Source: an optimization exercise on an open RTL-to-GDS flow (aim: small area and few clock cycles). Production flows keep margins and buffers that such runs may drop. The RTL was checked by simulation tests, not by an equivalence proof against the original design. Not every run is shown, and edits may drop behaviour that the tests do not exercise. Power is estimated from default activity; no workload was simulated.

**design/flow/design.v**
```verilog
`timescale 1ns/1ps
module sync_fifo #(
  parameter integer                 DATA_WIDTH = 8,
  parameter integer                 DEPTH = 8,
  parameter bit                     FALL_THROUGH = 1'b0,
  parameter bit                     ZERO_IF_EMPTY = 1'b0,
  parameter bit                     EN_DATA_COUNT = 1'b0,
  parameter bit                     EN_FULL_PORT = 1'b0,
  parameter bit                     EN_EMPTY_PORT = 1'b0,
  parameter integer                 ADDR_WIDTH = $clog2(DEPTH+1)
) (
  input  logic                      clk,
  input  logic                      reset,
  input  logic                      flush,
  input  logic [DATA_WIDTH-1:0]     wdata,
  input  logic                      wvalid,
  output logic                      wready,
  output logic [DATA_WIDTH-1:0]     rdata,
  output logic                      rvalid,
  input  logic                      rready,
  output logic [ADDR_WIDTH-1:0]     data_count,
  output logic                      empty,
  output logic                      full
);
  if (DEPTH == 0) begin : g_degenerate
    assign data_count = '0;
    assign rvalid = wvalid;
    assign wready = rready;
    assign rdata  = wdata;
    assign full   = '0;
    assign empty  = '0;
  end : g_degenerate
  else begin : g_fifo
    localparam integer PTR_WIDTH = (DEPTH == 1) ? 2 : $clog2(DEPTH) + 1;
    localparam integer ROLL_OVER = DEPTH - 1;
    logic                             i_full;
    logic                             i_empty;
    logic                             incr_wptr;
    logic                             incr_rptr;
    logic [PTR_WIDTH-1:0]             wptr;
    logic [PTR_WIDTH-1:0]             rptr;
    logic [PTR_WIDTH-1:0]             next_wptr;
    logic [PTR_WIDTH-1:0]             next_rptr;
    logic [DATA_WIDTH-1:0]            i_rdata;
    logic [DATA_WIDTH-1:0]            mem_rdata;
    assign incr_rptr = rvalid & rready;
    assign incr_wptr = wvalid & wready;
    assign wready = ~i_full;
    assign full   = EN_FULL_PORT ? i_full : 1'b0;
    if (FALL_THROUGH) begin : g_ft
      logic ft_empty;
      assign i_rdata  = (i_empty & wvalid) ? wdata : mem_rdata;
      assign ft_empty = i_empty & ~wvalid;
      assign empty = EN_EMPTY_PORT ? ft_empty : 0;
      assign rvalid   = ~ft_empty;
    end : g_ft
    else begin : g_normal
      assign i_rdata = mem_rdata;
      assign empty = EN_EMPTY_PORT ? i_empty : 1'b0;
      assign rvalid  = ~i_empty;
    end : g_normal
    if (ZERO_IF_EMPTY) begin : g_o_zeros
      assign rdata = empty ? '0 : i_rdata;
    end : g_o_zeros
    else begin : g_normal_o
      assign rdata = i_rdata;
    end : g_normal_o
    if (EN_DATA_COUNT) begin : g_data_count_port
      always_comb begin : comb_data_count
        if (i_full) begin
          data_count = ADDR_WIDTH'(DEPTH);
        end
        else if (wptr[PTR_WIDTH-1] == rptr[PTR_WIDTH-1]) begin
          data_count = ADDR_WIDTH'(wptr[PTR_WIDTH-2:0]) - ADDR_WIDTH'(rptr[PTR_WIDTH-2:0]);
        end
        else begin
          data_count = ADDR_WIDTH'(DEPTH) + ADDR_WIDTH'(wptr[PTR_WIDTH-2:0]) - ADDR_WIDTH'(rptr[PTR_WIDTH-2:0]);
        end
      end : comb_data_count
    end : g_data_count_port
    else begin : g_dummy_data_count_port
      assign data_count = '0;
    end :g_dummy_data_count_port
    always_comb begin : comb_rptr
      next_rptr = rptr;
      if (incr_rptr) begin
        if (rptr[PTR_WIDTH-2:0] == ROLL_OVER[PTR_WIDTH-2:0]) begin
          next_rptr = {~rptr[PTR_WIDTH-1], {(PTR_WIDTH-1){1'b0}}};
        end
        else begin
          next_rptr = rptr + 1'b1;
        end
      end
    end : comb_rptr
    always_comb begin : comb_wptr
      next_wptr = wptr;
      if (incr_wptr) begin
        if (wptr[PTR_WIDTH-2:0] == ROLL_OVER[PTR_WIDTH-2:0]) begin
          next_wptr = {~wptr[PTR_WIDTH-1], {(PTR_WIDTH-1){1'b0}}};
        end
        else begin
          next_wptr = wptr + 1'b1;
        end
      end
    end : comb_wptr
    always_ff @(posedge clk or posedge reset) begin : ff_rptr
      if (reset) begin
        rptr <= '0;
      end
      else if (flush) begin
        rptr <= '0;
      end
      else if (incr_rptr) begin
        rptr <= next_rptr;
      end
    end : ff_rptr
    always_ff @(posedge clk or posedge reset) begin : ff_wptr
      if (reset) begin
        wptr <= '0;
      end
      else if (flush) begin
        wptr <= '0;
      end
      else if (incr_wptr) begin
        wptr <= next_wptr;
      end
    end : ff_wptr
    assign i_full = (wptr == {~rptr[PTR_WIDTH-1], rptr[PTR_WIDTH-2:0]});
    assign i_empty = (wptr == rptr);
    if (DEPTH == 1) begin : g_1_depth_buffer
      logic [DATA_WIDTH-1:0] mem;
      assign mem_rdata = mem;
      always_ff @(posedge clk or posedge reset) begin : ff_mem
        if (reset) begin
          mem <= '0;
        end
        else if (incr_wptr) begin
          mem <= wdata;
        end
      end : ff_mem
    end : g_1_depth_buffer
    else begin : g_depth_mem
      logic [DATA_WIDTH-1:0] mem [DEPTH];
      assign mem_rdata = mem[rptr[PTR_WIDTH-2:0]];
      always_ff @(posedge clk) begin : ff_mem
        if (incr_wptr) begin
          mem[wptr[PTR_WIDTH-2:0]] <= wdata;
        end
      end : ff_mem
    end : g_depth_mem
  end : g_fifo
endmodule
`timescale 1ns/1ps
module axi4_lite_adapter #(
  parameter integer                     AXI_ID_WIDTH = 1,
  parameter integer                     AXI_ADDR_WIDTH = 12,
  parameter integer                     AXI_DATA_WIDTH = 32,
  parameter integer                     AXI_BYTE_COUNT = AXI_DATA_WIDTH / 8
) (
  input  logic                          aclk,
  input  logic                          aresetn,
  input  logic [AXI_ID_WIDTH-1:0]       awid,
  input  logic [AXI_ADDR_WIDTH-1:0]     awaddr,
  /*verilator lint_off UNUSED*/
  input  logic [2:0]                    awprot,
  /*verilator lint_on UNUSED*/
  input  logic                          awvalid,
  output logic                          awready,
  input  logic [AXI_DATA_WIDTH-1:0]     wdata,
  input  logic [AXI_BYTE_COUNT-1:0]     wstrb,
  input  logic                          wvalid,
  output logic                          wready,
  output logic [AXI_ID_WIDTH-1:0]       bid,
  output logic [1:0]                    bresp,
  output logic                          bvalid,
  input  logic                          bready,
  input  logic [AXI_ID_WIDTH-1:0]       arid,
  input  logic [AXI_ADDR_WIDTH-1:0]     araddr,
  /*verilator lint_off UNUSED*/
  input  logic [2:0]                    arprot,
  /*verilator lint_on UNUSED*/
  input  logic                          arvalid,
  output logic                          arready,
  output logic [AXI_ID_WIDTH-1:0]       rid,
  output logic [AXI_DATA_WIDTH-1:0]     rdata,
  output logic [1:0]                    rresp,
  output logic                          rvalid,
  input  logic                          rready,
  output logic [AXI_ADDR_WIDTH-1:0]     rif_waddr,
  input  logic                          rif_wvalid,
  output logic                          rif_wr_req,
  output logic [AXI_BYTE_COUNT-1:0]     rif_wstrb,
  output logic [AXI_DATA_WIDTH-1:0]     rif_wdata,
  output logic [AXI_ADDR_WIDTH-1:0]     rif_raddr,
  input  logic                          rif_rvalid,
  output logic                          rif_rd_req,
  input  logic [AXI_DATA_WIDTH-1:0]     rif_rdata
);
  logic                         b_free;
  logic                         b_err;
  logic [AXI_ID_WIDTH-1:0]      b_id;
  assign b_free     = ~bvalid | bready;
  assign rif_wr_req = awvalid & wvalid & b_free;
  assign awready    = rif_wr_req;
  assign wready     = rif_wr_req;
  assign rif_waddr  = awaddr;
  assign rif_wdata  = wdata;
  assign rif_wstrb  = wstrb;
  always_ff @(posedge aclk or negedge aresetn) begin
    if (!aresetn) bvalid <= 1'b0;
    else          bvalid <= rif_wr_req | ~b_free;
  end
  always_ff @(posedge aclk) begin
    if (b_free) begin
      b_id  <= awid;
      b_err <= ~rif_wvalid;
    end
  end
  assign bid   = b_id;
  assign bresp = {b_err, 1'b0};
  logic [AXI_ADDR_WIDTH-1:0]    r_addr;
  logic [AXI_ID_WIDTH-1:0]      r_id;
  assign arready = ~rvalid | rready;
  always_ff @(posedge aclk or negedge aresetn) begin
    if (!aresetn) rvalid <= 1'b0;
    else          rvalid <= arvalid | ~arready;
  end
  always_ff @(posedge aclk) begin
    if (arready) begin
      r_addr <= araddr;
      r_id   <= arid;
    end
  end
  assign rif_rd_req = rvalid & rready;
  assign rif_raddr  = r_addr;
  assign rid        = r_id;
  assign rdata      = rif_rdata;
  assign rresp      = {rif_rd_req & ~rif_rvalid, 1'b0};
endmodule
```
**design/flow/run.sh**
```bash
#!/bin/bash
# synth_recipe.tcl (not shown) runs the flow's synth.tcl, then flattens the netlist and writes it again
# the make line also repeats each setting of config.mk as NAME=value (left out here)
make -C /OpenROAD-flow-scripts/flow DESIGN_CONFIG=/design/flow/config.mk WORK_HOME=/design/flow/orfs CLKGATE_MAP_FILE= SYNTH_SCRIPT=/design/flow/synth_recipe.tcl finish
```
**design/flow/config.mk**
```make
export PLATFORM = sky130hd
export DESIGN_NAME = axi4_lite_adapter
export DESIGN_NICKNAME = axi4_lite_adapter
export VERILOG_FILES = /design/flow/design.v
export SDC_FILE = /design/flow/constraint.sdc
export NUM_CORES = 4
export LEC_CHECK = 0
export CAP_MARGIN = 20
export CORE_AREA = 2 2 78 78
export DIE_AREA = 0 0 80 80
export SLEW_MARGIN = 20
```
**design/flow/constraint.sdc**
```tcl
create_clock -name core_clock -period 3.3 [get_ports {aclk}]
set_input_delay 0.6600 -clock core_clock [delete_from_list [all_inputs] [get_ports {aclk}]]
set_output_delay 0.6600 -clock core_clock [all_outputs]
set_load 0.01 [all_outputs]
```
**Run 1: signal wires on met3**

(8 px per um)
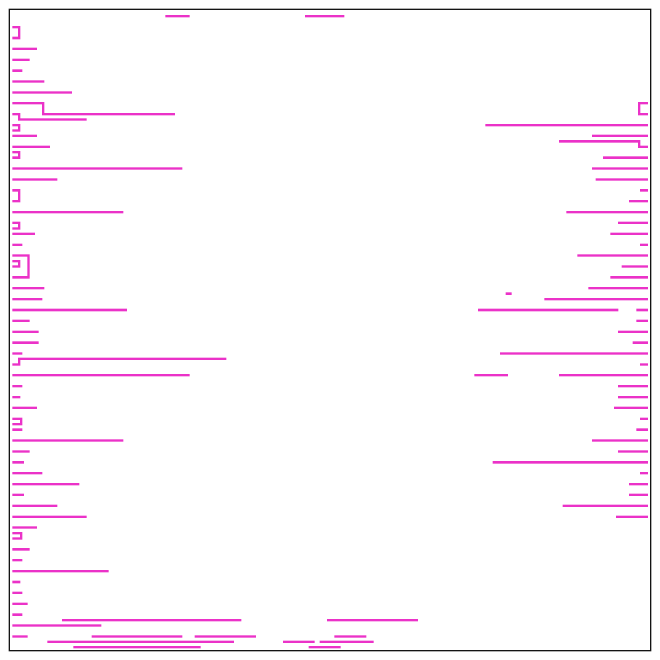
share of all routed wire: 25%
nets with wire on the layer: 90
wire length on this layer: 635 um
longest straight run: 25.8 um
met3 global-route usage: 7.240%
via count: 511
total wire length after detailed routing: 2.491 mm

**Run 1: signal wires on met2**

(4 px per um)
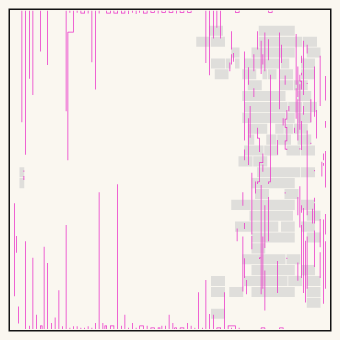
longest straight run: 36.0 um
main direction: vertical
global routing usage on met2: 12.00%

**Run 1: routed clock nets over the placement**

(6 px per um)
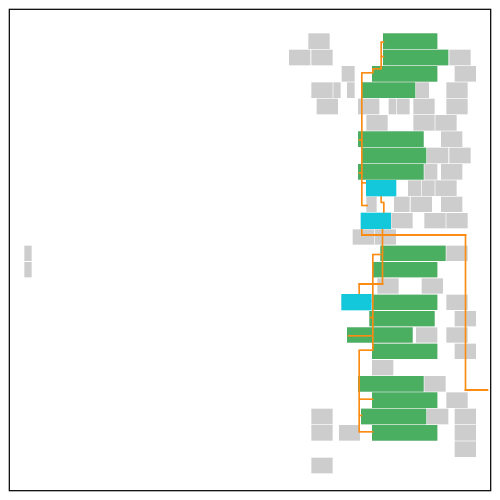
legend:
  flip-flops:
    color: green
    count: 17
  clock wires:
    color: orange
    length: 160 um
  clock drivers:
    color: cyan
    count: 3
routed clock nets: 4

==> summary.txt, run 1 <==
- Top cell by count, worst path: clkdlybuf4s50_1
- The worst hold path passes through 2 cells.
- Along the worst path, the maximum fanout reaches 4.
- For this run, the top clock speed supported by timing is between 300 and 400 MHz.
- Root buffer cell: clkbuf_8
* Clock transition at path regs: around 0.060 ns
- Family with the most delay on the worst path: buffers and inverters
- Final Hold Fails: 0
- The worst hold path begins at bvalid.
* Total core area: between 0.005 and 0.006 mm2
- Initial standard-cell utilization of the core: a little over a fifth
- Between clock sinks in the finished design, the worst skew comes to 0.0005327 ns.
- Worst VDD drop: 0.1079 mV
* Post-route minimum period: between 2 and 3 ns
- Fraction of post-synthesis cell area in the top cell type by area: a little over half
- For this block, the initial DRC count from the detailed router was 6.
* Instance area after placement: 0.001105 mm2
- Average detailed-routed wire length per instance: 16.61 um
- The clock reaches the later pin of the worst-skew pair after between 0.2 and 0.25 ns.
- Leading cell types in the layout, fill and taps excluded: clkdlybuf4s50_1, edfxtp_1, nand2b_1, clkbuf_8
* Largest net degree at the start of global routing: 15
* Number of cells traversed by the worst register-to-register path: 2
- Critical-path cell list: clkdlybuf4s50_1 > nand2b_1 > nor2b_1 > clkdlybuf4s50_1
- Initial antenna violation count: 0
* Number of placement rows: 27
- Buffering stage count on the worst path with inverters included: 2
- Worst hold-check slack: ~0.58 ns
- At the end of routability-driven placement, the weighted congestion stood at approximately 0.52.
* Worst flop-to-flop path startpoint: rvalid
- After synthesis the netlist holds a flip-flop and latch count of 17.
- CTS hold repair buffers: 0
- The filler cells instantiated in the layout total 599.
- In this run the deepest clock path goes through 2 buffers.
- For this run, the number of Yosys warnings is 1.
- Half-perimeter wire length after detailed placement: between 2 and 2.5 mm
- The number of antenna diodes in the final layout is 0.
* Share of post-route cells with drive strength above 1: 6.410%
- CP Data Arrival Time: roughly 2.1 ns
- Longest individual stage delay on the worst path: around 0.57 ns
- Area of all placed cells without fillers: about 0.0012 mm2
* Outcome: finished clean
- From synthesis to final layout, the design area changed by -3.362%.
- The mapped netlist covers 0.001191 mm2.
* Syn_area_per_cell: 10.64 um2
- Post-CTS timing repair inserted 0 buffers for setup.
* RR Endpoint: r_addr[7]
- For this design, the sink count on the clock tree is 17.
- Hold EP: bvalid
- Die width: 80 um
- Overall global routing resource usage: under 10%
- In this run the power density over the cells is around 420 mW/mm2.
* Total negative slack for setup checks: 0 ns
* Number of slew-limit violations in the final report: 0
- Pin placement for this block handled 214 I/O pins.
- Drt first pass iters: 2
- In this run the static leakage power is about 0.41 nW.
- On the critical path, the stage with the largest delay is an instance of clkdlybuf4s50_1.
Testbench counts for the RTL of run 1, summed over its fixed seeds: cycles 8,424.
## run 1: synth_stat cells
master    count
nand2_1       2
conb_1        1
nand2b_1      3
dfrtp_1       2
buf_4        85
inv_1         1
edfxtp_1     15
nor2b_1       2
and2_1        1
## run 1: flip-flops by register name, indices dropped and copies added, names as in the netlist
register / cells
r_addr: 12
b_err: 1
b_id: 1
bvalid: 1
r_id: 1
rvalid: 1
## run 1: worst max path at each step
stage,startpoint,end,slack (ns),cells past startpoint
3_5_place_dp,bready,awready,0.54,4
3_3_place_gp,bready,awready,0.56,4
4_1_cts,bready,awready,0.53,4
2_1_floorplan,bready,rif_wr_req,1.36,3
6_report,bready,awready,0.54,4
5_1_grt,bready,awready,0.44,4
## run 1: stage by stage
| stage | setup slack (ns) | cells | util (%) |
|---|---|---|---|
| 5_1_grt | 0.4413 | 150 | 20.78 |
| 3_5_place_dp | 0.5445 | 146 | 19.94 |
| 6_report | 0.5368 | 150 | 20.78 |
| 3_3_place_gp | 0.5638 | 146 | 19.94 |
| 2_1_floorplan | 1.362 | 113 | - |
| 4_1_cts | 0.5270 | 150 | 20.78 |
## run 1: power by group
part	switching [mW]	internal (mW)	leakage, nW
Combinational	0.0293	0.0573	0.213
Clock	0.0580	0.0833	0.0255
Sequential	0.00496	0.252	0.174
## run 1: final cells by class
type                       count  area [um2]  share of cell area, %
clock buffer                   3       41.29                  3.587
clock inverter                 1       5.005                 0.4348
inverter                       1       3.754                 0.3261
multi-input combinational     10       52.55                  4.565
sequential                    17       500.5                  43.48
tap                           72       90.09                  7.826
timing repair buffer          46       457.9                  39.78
## run 1: worst reg2reg max path: cells and delay by family (launching register included)
kind,cells,cell delay [ns]
buf+inv,1,0.22
flops,1,0.40
simple gates,1,0.12
## run 1: per-layer routing
| metal | track usage, % | vias up | routed length (um) |
|---|---|---|---|
| met3 | 7.240 | 28 | 634 |
| met4 | 8.136 | 0 | 197 |
| met2 | 12.00 | 90 | 1222 |
| met5 | 0 | - | 0 |
| met1 | 3.116 | 200 | 436 |
| li1 | - | 193 | - |
## run 1: cells by family (layout without fill, tap and decap cells)
kind of cell           Yosys count  count (layout)  share of synthesized area (%)
buffers and inverters           86              51                          53.89
other                            1               2                         0.3148
and+or+nand+nor                  8               8                          3.782
DFF                             17              17                          42.02
**Run 1: I/O pins on the die edge**

(6 px per um) Pins as bars across the die edge, other pins in gray.
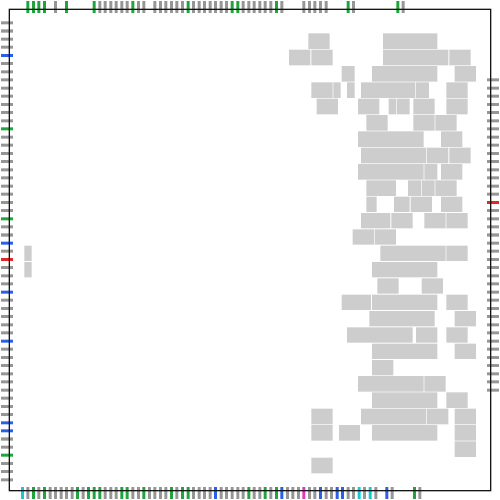

==> run 1 -> run 2 <==
==> design/flow/flow/run.sh (new file) <==
#!/bin/bash
# Standard ORFS layout (standard.sh), with two changes:
#  - port buffers use the smallest buffer cell (buf_1) instead of the resizer's default pick;
#  - the clock tree uses small clock buffers (clkbuf_4) without dummy loads.
# All make output goes to flow.log in the work folder; ORFS's per-step logs are under orfs/logs.
set -euo pipefail
bash standard.sh \
  "BUFFER_PORTS_ARGS=-buffer_cell sky130_fd_sc_hd__buf_1" \
  "CTS_ARGS=-root_buf sky130_fd_sc_hd__clkbuf_4 -buf_list sky130_fd_sc_hd__clkbuf_4 -sink_clustering_enable -sink_clustering_size 30 -sink_clustering_max_diameter 200 -dont_use_dummy_load -repair_clock_nets" \
  finish > flow.log 2>&1
==> design/flow/standard.sh (new file) <==
#!/bin/bash
# synth_recipe.tcl (not shown) runs the flow's synth.tcl, then flattens the netlist and writes it again
# the make line also repeats each setting of config.mk as NAME=value (left out here)
make -C /OpenROAD-flow-scripts/flow DESIGN_CONFIG=/design/flow/config.mk WORK_HOME=/design/flow/orfs CLKGATE_MAP_FILE= SYNTH_SCRIPT=/design/flow/synth_recipe.tcl "${@:-finish}"
removed: design/flow/run.sh
**Run 2: I/O pins on the die edge**

(6 px per um) Pins as bars across the die edge, other pins in gray.
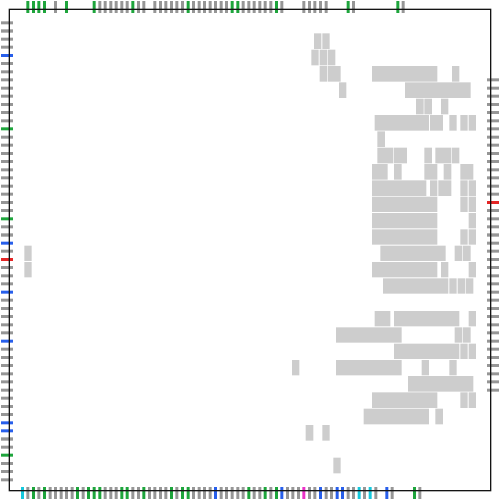
legend:
  awaddr:
    color: blue
    pins: 12
    direction: input
    edge: 6 west, 6 south
  rresp:
    color: red
    pins: 2
    direction: output
    edge: 1 west, 1 east
  wdata:
    color: green
    pins: 32
    direction: input
    edge: 16 south, 13 north, 3 west
  arid:
    color: magenta
    pins: 1
    direction: input
    edge: south
  awprot:
    color: cyan
    pins: 3
    direction: input
    edge: south
all pins by edge: 69 south, 57 west, 49 north, 39 east
Port Buffers: 45
die width: 80 um
die height: 80 um

**Run 2: signal wires on met3**

(8 px per um)
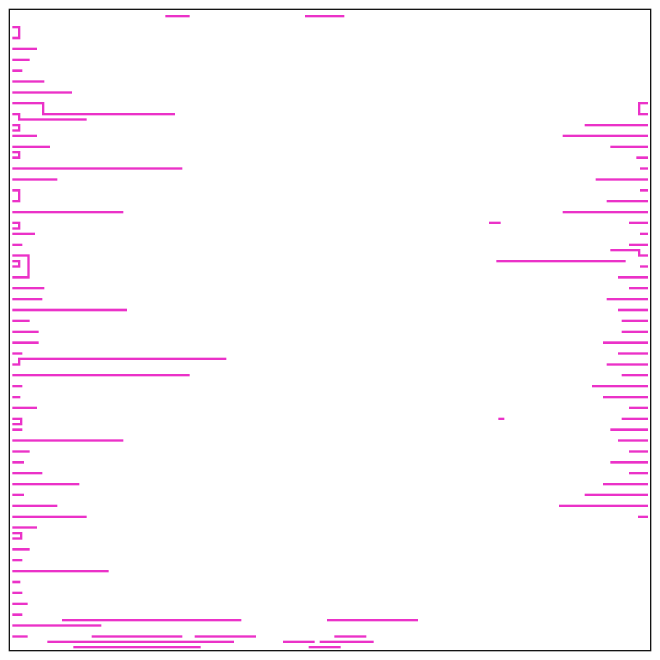
total wire length after detailed routing: 2.202 mm
met3 global-route usage: 5.995%
via count: 482

==> run 2 against run 1 <==
Against the previous run:
- synthesized area stayed put
- clock skew rose by 0.015 ns
- non-clock buffer count did not move
- design area down 27%
- worst setup slack improved by 0.81 ns
- combinational power shrank 48%
- die area is the same
- critical endpoint unchanged
- largest cell class unchanged
==> summary.txt, run 2 <==
- Outcome: finished clean
- Initial antenna violation count: 0 (unchanged)
- The fmax was 511.1 MHz (+41%).
- The number of hold violations in the final report was 0 (unchanged).
- The number of buffers inserted to repair setup after CTS is 0 (unchanged).
* Final cell utilization of the core: 15.27% (-5.5 points)
- The number of search-and-repair iterations in the first detailed-routing pass was 2 (unchanged).
- I/O pin count: 214 (unchanged)
* Initial standard-cell utilization of the core: 21.50% (unchanged)
* Share of post-route cells with drive strength above 1: 5.195% (-1.2 points)
* Largest net degree at the start of global routing: 16 (+1)
* Placer congestion estimate: 0.5653 (+7.7%)
* Signed area change from the synthesized netlist to the final layout: -28.99%
- The switching share of total power came to 21.23% (+2.2 points).
* Portion of total power attributed to combinational logic: 11.4% (-6.4 points)
- The number of buffers on the longest clock path came to 2 (unchanged).
- Number of cells traversed by the worst register-to-register path: 2 (unchanged)
- Power per Cell Area: 466.5 mW/mm2 (+11%)
* Average detailed-routed wire length per instance: 14.78 um (-11%)
* Leading post-synthesis cells by instance count: buf_4, edfxtp_1, nand2b_1
- The post-synthesis async set-or-reset flop share is 11.76% (unchanged).
- The power spent charging and discharging nets is 0.08376 mW (-9.3%).
- The latest clock arrival within the worst-skew pair was 0.28 ns (+0.04 ns).
- CP Data Arrival Time: 1.30 ns (-0.80 ns)
- Counting flops per register, the top entry is r_addr.
- The yosys synthesis warning count was 1 (unchanged).
- Worst flop-to-flop path startpoint: rvalid
- Routed signal wires occupy layers up through met4.
- Tracing the worst setup path back leads to its startpoint at bready.
* Met3 routed wirelength: 570 um (-10%)
- The synthesized area per cell is 10.64 um2 (unchanged).
* Total core area: 0.005540 mm2 (unchanged)
- Post-placement cell count: 146 (unchanged)
* Max Clock Skew: 0.01517 ns (+0.01463 ns)
- Final cell count without fillers: 149 (-0.67%)
- The final cell area excluding filler cells came to 845.8 um2 (-27%).
- The final period demand of the worst path was 1.957 ns (-0.8067 ns).
* Setup slack after placement: 1.352 ns (+0.8076 ns)
- The count of state elements after synthesis came to 17 (unchanged).
**Run 2: routed clock nets over the placement**

(6 px per um)
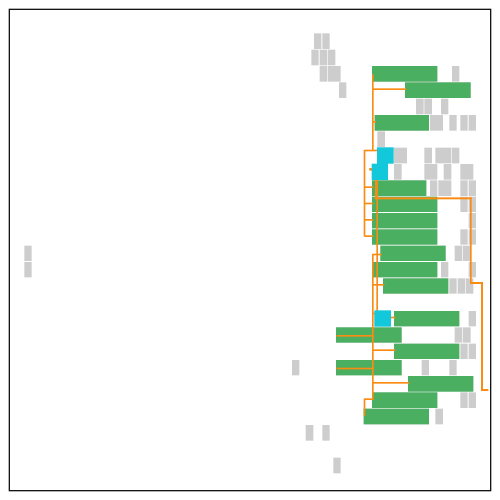
legend:
  clock drivers:
    color: cyan
    count: 3
  clock wires:
    color: orange
    length: 182 um
  flip-flops:
    color: green
    count: 17
routed clock nets: 4

run 2: cell counts after synthesis:
Identical to the previous run, type by type.
run 2: cell families (layout without fill, tap and decap cells):
group         after synthesis  in the layout  synth area share (%)
buf+inv                    86             50                 53.89
other cells                 1              2                0.3148
flops                      17             17                 42.02
simple gates                8              8                 3.782
run 2: layer usage:
| metal | vias to the layer above | track usage (%) |
|---|---|---|
| li1 | 193 | - |
| met1 | 171 | 2.628 |
| met2 | 90 | 9.167 |
| met3 | 28 | 5.995 |
| met4 | 0 | 9.153 |
| met5 | - | 0 |
run 2: worst min-delay path by stage:
stage | start | end | slack (ns) | depth (start not counted)
floorplan | aresetn | bvalid | 0.36 | 0
detailed placement | aresetn | rvalid | 0.45 | 1
finish | aresetn | rvalid | 0.16 | 1
global route | aresetn | bvalid | 0.15 | 1
CTS | aresetn | rvalid | 0.16 | 1
global placement | aresetn | rvalid | 0.45 | 1
run 2: power groups by stage:
stage	clock network [mW]	logic [mW]	registers, mW
detailed placement	0	0.0462	0.261
finish	0.0938	0.0452	0.256
global placement	0	0.0454	0.261
global route	0.113	0.0513	0.257
floorplan	0	0.117	0.269
CTS	0.0986	0.0464	0.256
run 2: cell type report:
cell class | instances | area [um2]
well taps | 72 | 90.09
inverters | 1 | 3.754
fillers | 643 | 4695
repair buffers | 46 | 176.4
multi-input cells | 10 | 52.55
flip-flops and latches | 17 | 500.5
clock buffers | 3 | 22.52
run 2: critical path, stage by stage:
cell and delay [ns]:
buf_1 0.06, nand2b_1 0.18, nor2b_1 0.22, buf_1 0.18

## afterwards: timing with drivers on the ports
The results above use ideal ports. As a check the final layouts listed here were re-extracted and re-timed, cells and wires unchanged. Step 1 assumes that a clkbuf_16 drives the clock port and a buf_2 every other input. Step 2 also shifts input and output timing later by t, the mid clock arrival at the registers, as if the neighbouring blocks saw the same clock. Slacks: no drivers / after step 1 / after step 2; pairs: no drivers / after step 1.
| run | t (ns) | slack for setup (ns) | hold WS [ns] | clock arrival spread, ns |
|---|---|---|---|---|
| run 1 | 0.266 | 0.537 / 0.503 / 0.503 | 0.577 / 0.577 / 0.577 | 0.001 / 0.001 |
| run 2 | 0.295 | 1.343 / 1.318 / 1.318 | 0.164 / 0.170 / 0.466 | 0.015 / 0.015 |
After both steps setup and hold are still met in every run listed. The setup slack of run 1, which loses most, moves by -0.034 ns with the drivers and by -0.034 ns with both steps.
